Context: an optimization exercise on an open-source flow, tuned for small area, a short achievable clock period and few clock cycles. The choices shown serve that exercise and are no tape-out recipe.
In this exercise RTL edits were held to simulation tests only and were not proved equivalent to the original.
No activity file was given, so power comes from the tool's default toggle rates.

$ cat flow/design.v
module weakcore(
	input wire clk, input wire rst,
	input wire [31:0] bus_in,
	output wire [31:0] bus_out,
	output wire [31:0] bus_addr,
	output wire bus_req,
	input wire bus_ack,
	output wire bus_wr,
	output wire [3:0] bus_wr_mask);
	reg [31:0] regs [0:31];
	always @ (posedge clk) begin
		if (~rst)
			regs[0] <= 32'h0;
	end
	reg [4:0] stage_state;
	wire stage_if = stage_state[0];
	wire stage_id = stage_state[2];
	wire stage_exe = stage_state[3];
	wire stage_wb = stage_state[4];
	wire ready_if;
	wire ready_exe;
	wire [4:0] stage_ready = { 1'b1, ready_exe, 1'b1, 1'b1, ready_if };
	always @ (posedge clk) begin
		if (~rst)
			stage_state <= 5'b0001;
		else if (|(stage_ready & stage_state))
			stage_state <= { stage_state[3:0], stage_state[4] };
	end
	reg [31:0] pc;
	reg [31:0] instr_pc;
	reg [31:0] instr;
	always @ (posedge clk) begin
		if (~rst) begin
			instr_pc <= 32'h0;
			instr <= 32'h0;
		end else if (stage_if & bus_ack) begin
			instr_pc <= pc;
			instr <= bus_in;
		end
	end
	assign ready_if	= bus_ack;
	wire [6:0] instr_opcode = instr[6:0];
	wire [2:0] instr_func3 = instr[14:12];
	wire [6:0] instr_func7 = instr[31:25];
	wire is_cond_branch	= instr_opcode == 7'b1100011;
	wire is_load		= instr_opcode == 7'b0000011;
	wire is_store		= instr_opcode == 7'b0100011;
	wire is_imm_arith	= instr_opcode == 7'b0010011;
	wire is_reg_arith	= instr_opcode == 7'b0110011;
	wire is_lui		= instr_opcode == 7'b0110111;
	wire is_auipc		= instr_opcode == 7'b0010111;
	wire is_jal		= instr_opcode == 7'b1101111;
	wire is_jalr		= instr_opcode == 7'b1100111;
	wire is_beq	= is_cond_branch && instr_func3 == 3'b000;
	wire is_bne	= is_cond_branch && instr_func3 == 3'b001;
	wire is_blt	= is_cond_branch && instr_func3 == 3'b100;
	wire is_bge	= is_cond_branch && instr_func3 == 3'b101;
	wire is_bltu	= is_cond_branch && instr_func3 == 3'b110;
	wire is_bgeu	= is_cond_branch && instr_func3 == 3'b111;
	wire is_addi	= is_imm_arith && instr_func3 == 3'b000;
	wire is_slti	= is_imm_arith && instr_func3 == 3'b010;
	wire is_sltiu	= is_imm_arith && instr_func3 == 3'b011;
	wire is_xori	= is_imm_arith && instr_func3 == 3'b100;
	wire is_ori	= is_imm_arith && instr_func3 == 3'b110;
	wire is_andi	= is_imm_arith && instr_func3 == 3'b111;
	wire is_slli	= is_imm_arith && instr_func3 == 3'b001;
	wire is_srli	= is_imm_arith && instr_func3 == 3'b101 &&
			  instr_func7 == 7'b0000000;
	wire is_srai	= is_imm_arith && instr_func3 == 3'b101 &&
			  instr_func7 == 7'b0100000;
	wire is_imm_shift = is_slli | is_srli | is_srai;
	wire is_add	= is_reg_arith && instr_func3 == 3'b000 &&
			  instr_func7 == 7'b0000000;
	wire is_sub	= is_reg_arith && instr_func3 == 3'b000 &&
			  instr_func7 == 7'b0100000;
	wire is_sll	= is_reg_arith && instr_func3 == 3'b001 &&
			  instr_func7 == 7'b0000000;
	wire is_slt	= is_reg_arith && instr_func3 == 3'b010 &&
			  instr_func7 == 7'b0000000;
	wire is_sltu	= is_reg_arith && instr_func3 == 3'b011 &&
			  instr_func7 == 7'b0000000;
	wire is_xor	= is_reg_arith && instr_func3 == 3'b100 &&
			  instr_func7 == 7'b0000000;
	wire is_srl	= is_reg_arith && instr_func3 == 3'b101 &&
			  instr_func7 == 7'b0000000;
	wire is_sra	= is_reg_arith && instr_func3 == 3'b101 &&
			  instr_func7 == 7'b0100000;
	wire is_or	= is_reg_arith && instr_func3 == 3'b110 &&
			  instr_func7 == 7'b0000000;
	wire is_and	= is_reg_arith && instr_func3 == 3'b111 &&
			  instr_func7 == 7'b0000000;
	wire is_reg_shift = is_sll | is_srl | is_sra;
	wire is_lb	= is_load && instr_func3 == 3'b000;
	wire is_lh	= is_load && instr_func3 == 3'b001;
	wire is_lw	= is_load && instr_func3 == 3'b010;
	wire is_lbu	= is_load && instr_func3 == 3'b100;
	wire is_lhu	= is_load && instr_func3 == 3'b101;
	wire is_sb	= is_store && instr_func3 == 3'b000;
	wire is_sh	= is_store && instr_func3 == 3'b001;
	wire is_sw	= is_store && instr_func3 == 3'b010;
	wire [4:0] instr_rd	= instr[11:7];
	wire [4:0] instr_rs1	= instr[19:15];
	wire [4:0] instr_rs2	= instr[24:20];
	wire [31:0] instr_i_imm = {{20{instr[31]}}, instr[31:20]};
	wire [31:0] instr_s_imm = {{20{instr[31]}}, instr[31:25], instr_rd};
	wire [31:0] instr_b_imm =
		{{19{instr[31]}},
		 instr[31], instr[7], instr[30:25], instr[11:8],
		 1'b0 };
	wire [31:0] instr_u_imm = {instr[31:12], 12'b0};
	wire [31:0] instr_j_imm =
		{{11{instr[31]}},
		 instr[31], instr[19:12], instr[20], instr[30:21],
		 1'b0};
	wire [4:0] instr_shift_shamt = instr_rs2;
	wire is_r_type = is_reg_arith | is_imm_shift;
	wire is_s_type = is_store;
	wire is_b_type = is_cond_branch;
	wire is_i_type = (is_imm_arith & ~is_imm_shift) | is_load | is_jalr;
	wire is_u_type = is_lui | is_auipc;
	wire is_j_type = is_jal;
	wire is_reg_arg1 = is_r_type | is_s_type | is_b_type | is_i_type;
	wire is_reg_arg2 = is_r_type | is_s_type | is_b_type;
	wire is_with_imm = is_i_type | is_u_type | is_j_type;
	wire [31:0] instr_imm = ({32{is_s_type}} & instr_s_imm) |
				({32{is_b_type}} & instr_b_imm) |
				({32{is_i_type}} & instr_i_imm) |
				({32{is_u_type}} & instr_u_imm) |
				({32{is_j_type}} & instr_j_imm);
	wire op_add_tmp		= is_add | is_addi | is_lui | is_auipc;
	wire op_sub_tmp		= is_sub;
	wire op_load_tmp	= is_load;
	wire op_store_tmp	= is_store;
	wire op_cmp_less_tmp	= is_blt | is_slti | is_slt |
				  is_bge;
	wire op_cmp_less_u_tmp	= is_sltiu | is_sltu | is_bltu |
				  is_bgeu;
	wire op_cmp_eq_tmp	= is_beq |
				  is_bne;
	wire op_xor_tmp		= is_xori | is_xor;
	wire op_or_tmp		= is_ori | is_or;
	wire op_and_tmp		= is_andi | is_and;
	wire op_shift_left_tmp	= is_slli | is_sll;
	wire op_shift_right_l_tmp = is_srli | is_srl;
	wire op_shift_right_a_tmp = is_srai | is_sra;
	wire [31:0] op_arg1_tmp = ({32{is_reg_arg1}} & regs[instr_rs1]) |
				  ({32{is_auipc}} & instr_pc);
	wire [31:0] op_arg2_tmp = ({32{is_reg_arg2}} & regs[instr_rs2]) |
				  ({32{is_with_imm}} & instr_imm);
	wire [4:0] op_shamt_tmp = ({5{is_imm_shift}} & instr_shift_shamt) |
				  ({5{is_reg_shift}} & regs[instr_rs2][4:0]);
	wire op_mem_1b_tmp = is_lb | is_lbu | is_sb;
	wire op_mem_2b_tmp = is_lh | is_lhu | is_sh;
	wire op_mem_4b_tmp = is_lw | is_sw;
	wire op_mem_signext_tmp = is_lb | is_lh;
	wire [31:0] op_addr_base_tmp = ({32{is_load}} & regs[instr_rs1])  |
				       ({32{is_store}} & regs[instr_rs1]) |
				       ({32{is_jalr}} & regs[instr_rs1])  |
				       ({32{is_cond_branch}} & instr_pc)  |
				       ({32{is_jal}} & instr_pc);
	wire [31:0] op_addr_disp_tmp = instr_imm;
	wire [31:0] op_addr_tmp = op_addr_base_tmp + op_addr_disp_tmp;
	wire op_wb_tmp = is_imm_arith | is_reg_arith | is_load |
			 is_lui | is_auipc;
	wire op_cond_jump_tmp = is_cond_branch;
	wire op_expected_res_tmp = is_bne | is_bge | is_bgeu ? 1'b0 : 1'b1;
	wire op_jump_tmp = is_jal | is_jalr;
	reg op_add, op_sub;
	reg op_load, op_store;
	reg op_cmp_less, op_cmp_less_u, op_cmp_eq;
	reg op_xor, op_or, op_and;
	reg op_shift_left, op_shift_right_l, op_shift_right_a;
	reg [31:0] op_arg1;
	reg [31:0] op_arg2;
	reg [4:0] op_shamt;
	reg op_mem_1b, op_mem_2b, op_mem_4b;
	reg op_mem_signext;
	reg [31:0] op_addr;
	reg op_wb, op_cond_jump, op_expected_res, op_jump;
	always @ (posedge clk) begin
		if (~rst) begin
			op_add <= 1'b0;
			op_sub <= 1'b0;
			op_load <= 1'b0;
			op_store <= 1'b0;
			op_cmp_less <= 1'b0;
			op_cmp_less_u <= 1'b0;
			op_cmp_eq <= 1'b0;
			op_xor <= 1'b0;
			op_or <= 1'b0;
			op_and <= 1'b0;
			op_shift_left <= 1'b0;
			op_shift_right_l <= 1'b0;
			op_shift_right_a <= 1'b0;
			op_arg1 <= 32'b0;
			op_arg2 <= 32'b0;
			op_shamt <= 5'b0;
			op_mem_1b <= 1'b0;
			op_mem_2b <= 1'b0;
			op_mem_4b <= 1'b0;
			op_mem_signext <= 1'b0;
			op_addr <= 32'b0;
			op_wb <= 1'b0;
			op_cond_jump <= 1'b0;
			op_expected_res <= 1'b0;
			op_jump <= 1'b0;
		end else if (stage_id) begin
			op_add <= op_add_tmp;
			op_sub <= op_sub_tmp;
			op_load <= op_load_tmp;
			op_store <= op_store_tmp;
			op_cmp_less <= op_cmp_less_tmp;
			op_cmp_less_u <= op_cmp_less_u_tmp;
			op_cmp_eq <= op_cmp_eq_tmp;
			op_xor <= op_xor_tmp;
			op_or <= op_or_tmp;
			op_and <= op_and_tmp;
			op_shift_left <= op_shift_left_tmp;
			op_shift_right_l <= op_shift_right_l_tmp;
			op_shift_right_a <= op_shift_right_a_tmp;
			op_arg1 <= op_arg1_tmp;
			op_arg2 <= op_arg2_tmp;
			op_shamt <= op_shamt_tmp;
			op_mem_1b <= op_mem_1b_tmp;
			op_mem_2b <= op_mem_2b_tmp;
			op_mem_4b <= op_mem_4b_tmp;
			op_mem_signext <= op_mem_signext_tmp;
			op_addr <= op_addr_tmp;
			op_wb <= op_wb_tmp;
			op_cond_jump <= op_cond_jump_tmp;
			op_expected_res <= op_expected_res_tmp;
			op_jump <= op_jump_tmp;
		end
	end
	reg [31:0] op_result;
	wire exe_adder_submode = op_cmp_less | op_cmp_less_u | op_sub;
	wire [31:0] exe_adder_src1 = op_arg1;
	wire [31:0] exe_adder_src2 = ({32{op_add}} & op_arg2)		|
				     ({32{exe_adder_submode}} & ~op_arg2);
	wire exe_adder_cin = exe_adder_submode;
	wire exe_adder_cout;
	wire [31:0] exe_adder_res;
	assign {exe_adder_cout, exe_adder_res} =
		exe_adder_src1 + exe_adder_src2 + {{31'b0, exe_adder_cin}};
	wire exe_cmp_less =
		(op_arg1[31] & ~op_arg2[31])	|
		(~(op_arg1[31] ^ op_arg2[31]) & exe_adder_res[31]);
	wire exe_cmp_less_u = ~exe_adder_cout;
	wire exe_cmp_eq = op_arg1 == op_arg2;
	wire [31:0] exe_xor = op_arg1 ^ op_arg2;
	wire [31:0] exe_or = op_arg1 | op_arg2;
	wire [31:0] exe_and = op_arg1 & op_arg2;
	wire [31:0] exe_shift_left	= op_arg1 << op_shamt;
	wire [31:0] exe_shift_right_l	= op_arg1 >> op_shamt;
	wire [31:0] exe_shift_right_a	= $signed(op_arg1) >>> op_shamt;
	wire exe_bus_req = op_load | op_store;
	wire exe_bus_wr = op_store;
	wire [31:0] exe_load_mask = ({24'b0, {8{op_mem_1b}}})	|
				    ({16'b0, {16{op_mem_2b}}})	|
				    ({32{op_mem_4b}});
	wire [4:0] exe_mem_shift = {op_addr[1:0], 3'b000};
	wire [31:0] exe_load_data = (bus_in >> exe_mem_shift) & exe_load_mask;
	wire [31:0] exe_load_res = exe_load_data | (op_mem_signext ?
		{{24{op_mem_1b & exe_load_data[7]}}, 8'b0}	|
		{{16{op_mem_2b & exe_load_data[15]}}, 16'b0} : 0);
	wire [31:0] exe_bus_out = op_arg2 << exe_mem_shift;
	wire [3:0] exe_bus_wr_mask =
		({3'b0, op_mem_1b}		|
		 {2'b0, {2{op_mem_2b}}}		|
		 {4{op_mem_4b}}) << op_addr[1:0];
	wire [31:0] op_tmp_result =
		({32{op_add}} & exe_adder_res)				|
		({32{op_sub}} & exe_adder_res)				|
		({32{op_cmp_less}} & {{31'b0, exe_cmp_less}})		|
		({32{op_load}} & exe_load_res)				|
		({32{op_cmp_less_u}} & {{31'b0, exe_cmp_less_u}})	|
		({32{op_xor}} & exe_xor)				|
		({32{op_or}} & exe_or)					|
		({32{op_and}} & exe_and)				|
		({32{op_shift_left}} & exe_shift_left)			|
		({32{op_shift_right_l}} & exe_shift_right_l)		|
		({32{op_shift_right_a}} & exe_shift_right_a)		|
		({32{op_cmp_eq}} & {{31'b0, exe_cmp_eq}});
	assign ready_exe = (~op_load & ~op_store) | bus_ack;
	always @ (posedge clk) begin
		if (~rst)
			op_result <= 32'h0;
		else if (stage_exe)
			op_result <= op_tmp_result;
	end
	always @ (posedge clk) begin
		if (stage_wb & op_wb & (|instr_rd)) begin
			regs[instr_rd] <= op_result;
		end
	end
	always @ (posedge clk) begin
		if (~rst) begin
			pc <= 32'h0;
		end else if (stage_if & bus_ack) begin
			pc <= pc + 32'd4;
		end else if (stage_wb & op_cond_jump &
			 op_result[0] == op_expected_res) begin
			pc <= op_addr;
		end else if (stage_wb & op_jump) begin
			if (|instr_rd)
				regs[instr_rd] <= pc;	 
			pc <= op_addr;
		end
	end
	assign bus_req	= stage_if | (stage_exe & exe_bus_req);
	assign bus_addr	= ({32{stage_if}} & pc) |
			  ({32{stage_exe & exe_bus_req}} & op_addr & ~32'b11);
	assign bus_wr	= stage_exe & exe_bus_wr;
	assign bus_out	= {32{stage_exe & exe_bus_req}} & exe_bus_out;
	assign bus_wr_mask = exe_bus_wr_mask;
endmodule
$ cat flow/run.sh
#!/bin/bash
# synth_recipe.tcl (not shown) runs the flow's synth.tcl, then flattens the netlist and writes it again
# the make line also repeats each setting of config.mk as NAME=value (left out here)
make -C /OpenROAD-flow-scripts/flow DESIGN_CONFIG=/design/flow/config.mk WORK_HOME=/design/flow/orfs CLKGATE_MAP_FILE= SYNTH_SCRIPT=/design/flow/synth_recipe.tcl finish
$ cat flow/config.mk
export PLATFORM = sky130hd
export DESIGN_NAME = weakcore
export DESIGN_NICKNAME = weakcore
export VERILOG_FILES = /design/flow/design.v
export SDC_FILE = /design/flow/constraint.sdc
export NUM_CORES = 4
export LEC_CHECK = 0
export CAP_MARGIN = 20
export CORE_MARGIN = 2
export CORE_UTILIZATION = 40
export SLEW_MARGIN = 20
$ cat flow/constraint.sdc
create_clock -name core_clock -period 7.5 [get_ports {clk}]
set_input_delay 1.5000 -clock core_clock [delete_from_list [all_inputs] [get_ports {clk}]]
set_output_delay 1.5000 -clock core_clock [all_outputs]
set_load 0.01 [all_outputs]
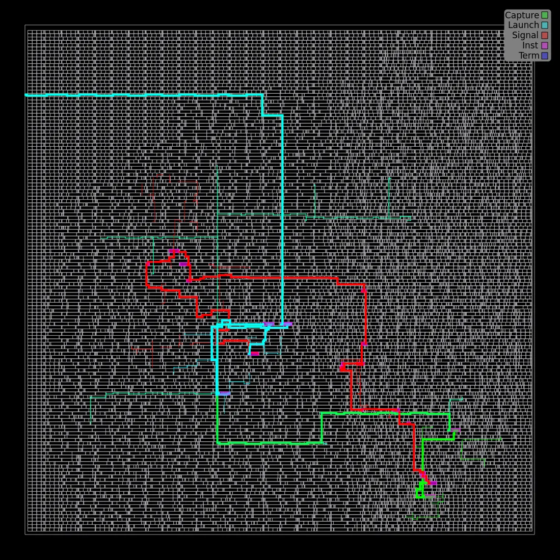
*The worst timing path*
final worst slack: 1.16 ns
Setup TNS: 0 ns
fin cells: 7209
fin util: 0.456
Period minus WS final: 6.34 ns

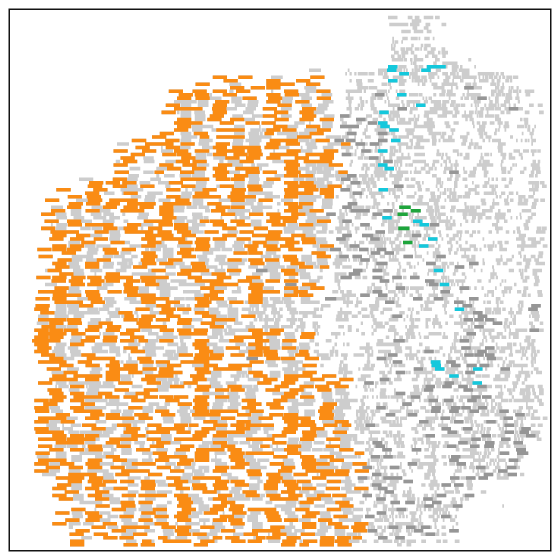
*Sequential cells grouped by signal name*
| signal | colour | sequential cells |
|---|---|---|
| op_arg2 | cyan | 32 |
| op_shamt | green | 5 |
| regs | orange | 1024 |
not coloured: 228
Sequential Power: 7.94 mW
fraction of area in registers: 0.462
Seq. cell area: 35800 µm²

==> impl_metrics.env <==
export IMPL_status="finished clean"
export IMPL_ys_ff_latch=1289
export IMPL_skew_ns=0.0529
export IMPL_worst_pin_slew_ns=1.22
export IMPL_initial_core_util=0.403
export IMPL_grt_overflow=0
export IMPL_antenna_found_initial=9
export IMPL_slew_headroom=0.187
export IMPL_synthArstFlopShare=0
export IMPL_synth_avg_cell_area_um2=14.1
export IMPL_cp_max_fo=26
export IMPL_clkSlewWorstSetupHoldPaths_ns=0.06
export IMPL_setup_viol=0
export IMPL_fp_dieArea_um2=175000
export IMPL_grt_pass1_wl_mm=359
export IMPL_num_io_pins=105
export IMPL_synth_top_cell_by_area="edfxtp_1"
export IMPL_cts_path_max_buffers=3
export IMPL_drtAntennaViolNets=0
export IMPL_port_buffers=104
export IMPL_synth_area_top_cells="edfxtp_1 (43%), mux4_2 (22%), dfxtp_1 (8.7%)"
export IMPL_grt_pass1_vias=46200
export IMPL_p_leak_nw=25.8
export IMPL_cts_setup_buffers=0
export IMPL_netlist_area_leader_share=0.435
export IMPL_maxCapViolations=0
export IMPL_grtUsageTotal=0.291
export IMPL_ctsHoldBuffers=0
export IMPL_hold_class="reg -> reg"
export IMPL_wl_per_cell_um=35.6
export IMPL_p_total_mw=17.1
export IMPL_numCtsBuffers=142
export IMPL_hold_viol=0
export IMPL_dpl_cell_area_um2=72600
export IMPL_vdd_ir_drop_max_uv=210
export IMPL_gp_congestion=1.04
export IMPL_cts_root_buf="clkbuf_16"
export IMPL_rsz0062_at_grt="false"
export IMPL_ys_seq_area_frac=0.522
export IMPL_die_x_um=418
export IMPL_insertion_delay_ns=0.82
export IMPL_final_common_cell="edfxtp_1"
export IMPL_drc=0
export IMPL_finalCritPeriodShare=0.845
export IMPL_worstPathRequired_ns=8.15
export IMPL_ys_flop_type="edfxtp_1"
export IMPL_synth_cells=4856
export IMPL_synth_edf_count=992
export IMPL_mostFrequentLayoutCells="edfxtp_1 (992), mux4_2 (658), nor2_1 (327)"
export IMPL_synthDistinctLibCells=84
export IMPL_syn_area_um2=68500
export IMPL_cts_num_sinks=1289
export IMPL_dp_hpwl_mm=171
export IMPL_syn_num_nets=5022
export IMPL_chipHeight_um=418
export IMPL_area_delta_synth_final_pct=13.1
export IMPL_fin_nets=5033
export IMPL_cp_start_kind="register"
export IMPL_drv_slew=0
export IMPL_cts_resized=0
export IMPL_endpoint_kind="register"
export IMPL_yosys_warnings=1
export IMPL_h_tree_depth=4
export IMPL_pwr_density_cell_nw_per_um2=221
export IMPL_grt_max_degree=138
export IMPL_drtPass1Iterations=6
export IMPL_drt_iter0_markers=6918
export IMPL_final_area_um2=77500
export IMPL_crit_type="reg -> reg"
export IMPL_max_freq_ghz=0.158
export IMPL_viasPerCell=6.68
export IMPL_cts_tree="built"
export IMPL_cp_arrival_ns=6.99
export IMPL_drive_gt1_frac=0.249
Testbench counts, summed over its fixed seeds: cycles 771,258.
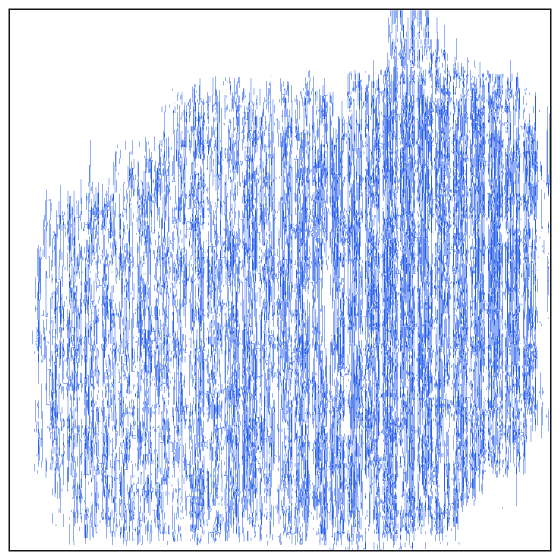
*The metal 2 layer*
share of all routed wire: 45%
nets with wire on the layer: 4421
vias: 48200
final WL: 256 mm
GR Util met2: 0.443

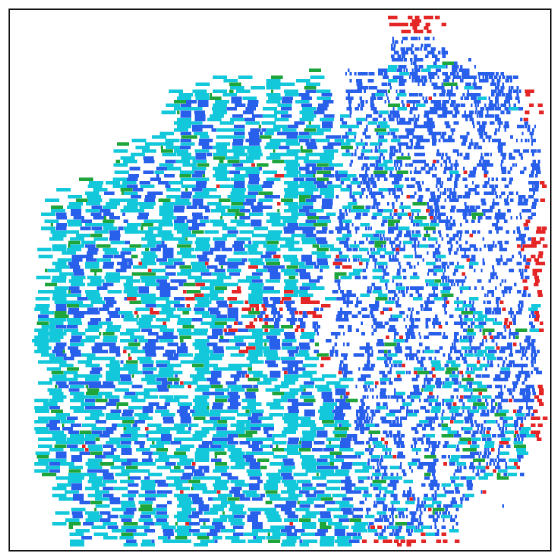
*Placed cells, one colour a class*
| class | colour | cells | share of their area |
|---|---|---|---|
| all other logic | blue | 3184 | 42% |
| clock drivers and dummy loads | green | 265 | 6.5% |
| other buffers and delay cells | red | 250 | 3.3% |
| flip-flops | cyan | 1289 | 48% |
core area: 170000 µm²
number of cell rows: 151

==> through the flow <==
step	worst slack [ns]	cells	hold WS (ns)
after global routing	0.794	7206	0.480
after detailed placement	1.19	6941	0.455
after CTS	1.10	7206	0.473
final	1.16	7209	0.476
after global placement	1.16	6941	0.448
after floorplan	1.96	4856	0.425
==> registers in the layout (all words and copies together) (netlist names), 32 cells and up, named ones only <==
register / cells
instr_pc: 32
regs: 1024
instr: 32
pc: 32
op_arg1: 32
op_result: 32
op_arg2: 32
op_addr: 32
==> worst max-delay path, cell delays in order (launching register included) <==
cell and delay, ns:
dfxtp_4 0.71, buf_4 0.47, mux4_2 0.56, mux4_2 0.47, mux2_2 0.36, a32o_1 0.28
ha_1 0.37, and3_1 0.25, a221oi_1 0.51, o21ai_1 0.17, a2111oi_1 0.59, o21ai_1 0.26
a2111oi_2 0.42, o21bai_1 0.24, o31ai_2 0.24, xor2_1 0.17, o21ai_1 0.07
==> layout make-up <==
class,instances,area (µm²)
Fill cell,14800,92400
Sequential cell,1289,35800
Multi-Input combinational cell,3081,31200
Clock buffer,185,3930
Tap cell,2218,2780
Timing Repair Buffer,250,2470
Clock inverter,80,943
Inverter,103,392
Antenna cell,3,7.51
==> layer usage <==
metal | share of wire | track usage | routed length (µm) | vias up
li1 | - | - | - | 19500
met1 | 0.40 | 0.399 | 101000 | 25100
met2 | 0.45 | 0.443 | 116000 | 3032
met3 | 0.091 | 0.0514 | 23300 | 525
met4 | 0.062 | 0.155 | 15800 | 6
met5 | 0.00018 | 0 | 45 | -
==> worst paths after layout <==
| check | from | endpoint | slack (ns) | depth (start not counted) |
|---|---|---|---|---|
| worst max register to register | register | op_addr[28] | 1.16 | 16 |
| worst min register to register | instr_pc[3] | instr_pc[3] | 0.48 | 2 |
| worst max-delay path | register | op_addr[28] | 1.16 | 16 |
| worst min-delay path | instr_pc[3] | instr_pc[3] | 0.48 | 2 |
==> synthesized netlist by cell type, drive strengths merged (6+ instances only) <==
library cell / number
xnor2: 34
nor2b: 27
a22oi: 48
a21o: 47
a32o: 36
ha: 128
mux2: 104
a21oi: 264
dfxtp: 297
o21ai: 223
nor2: 362
nor4: 12
buf: 124
nand3b: 7
a211o: 9
nor3: 39
a31oi: 21
o311ai: 6
or2: 7
a221oi: 26
nand2b: 38
and2: 49
o21a: 19
a22o: 40
o2111ai: 19
inv: 103
mux4: 658
a2111oi: 6
o211ai: 22
o21bai: 9
o31ai: 15
and3: 14
nand3: 41
clkbuf: 259
or3: 10
mux2i: 193
nand2: 321
nand4: 14
edfxtp: 992
o22ai: 12
o221a: 6
a211oi: 124
xor2: 15
==> power breakdown <==
group / switching (mW) / internal (mW)
Sequential: 0.224 / 7.72
Combinational: 1.16 / 0.734
Clock: 3.12 / 4.14
Total: 4.51 / 12.6
==> cells by family (layout without fill, tap and decap cells) <==
| group | count (synthesis) | count (layout) | share of synthesized area |
|---|---|---|---|
| DFF | 1289 | 1289 | 0.522 |
| buffers and inverters | 486 | 618 | 0.0277 |
| other | 0 | 3 | 0 |
| muxes | 955 | 955 | 0.262 |
| xor gates and xnor gates | 49 | 49 | 0.00626 |
| adders and majority gates | 131 | 131 | 0.0243 |
| and+or+nand+nor | 952 | 952 | 0.0617 |
| AOI/OAI and AO/OA | 994 | 994 | 0.0969 |

==> what the ideal ports hide <==
The flow's constraints put no driver on any port. The routed layout listed below was extracted and timed again, unchanged, in two steps. Step 1, drivers: a clkbuf_16 drives clk and a buf_2 each remaining input, both assumed. Step 2 adds t to the input delays and takes it off the output delays; t is the mean of the earliest and latest rising clock arrival at the registers after step 1. Input paths then give back, and output paths get back, about the clock's delay inside the block. Three values: ideal, step 1, step 2; two values: the first two.
shift t [ns]: 0.875
setup WS [ns]: 1.162 / 1.162 / 1.162
clock arrival spread, ns: 0.059 / 0.059
worst data-port slew with drivers (ns): 0.05
cell pins on the clock port's net: 1
After both steps this run still meets setup and hold. The setup slack of this run moves by 0.000 ns with the drivers and by 0.000 ns with both steps.
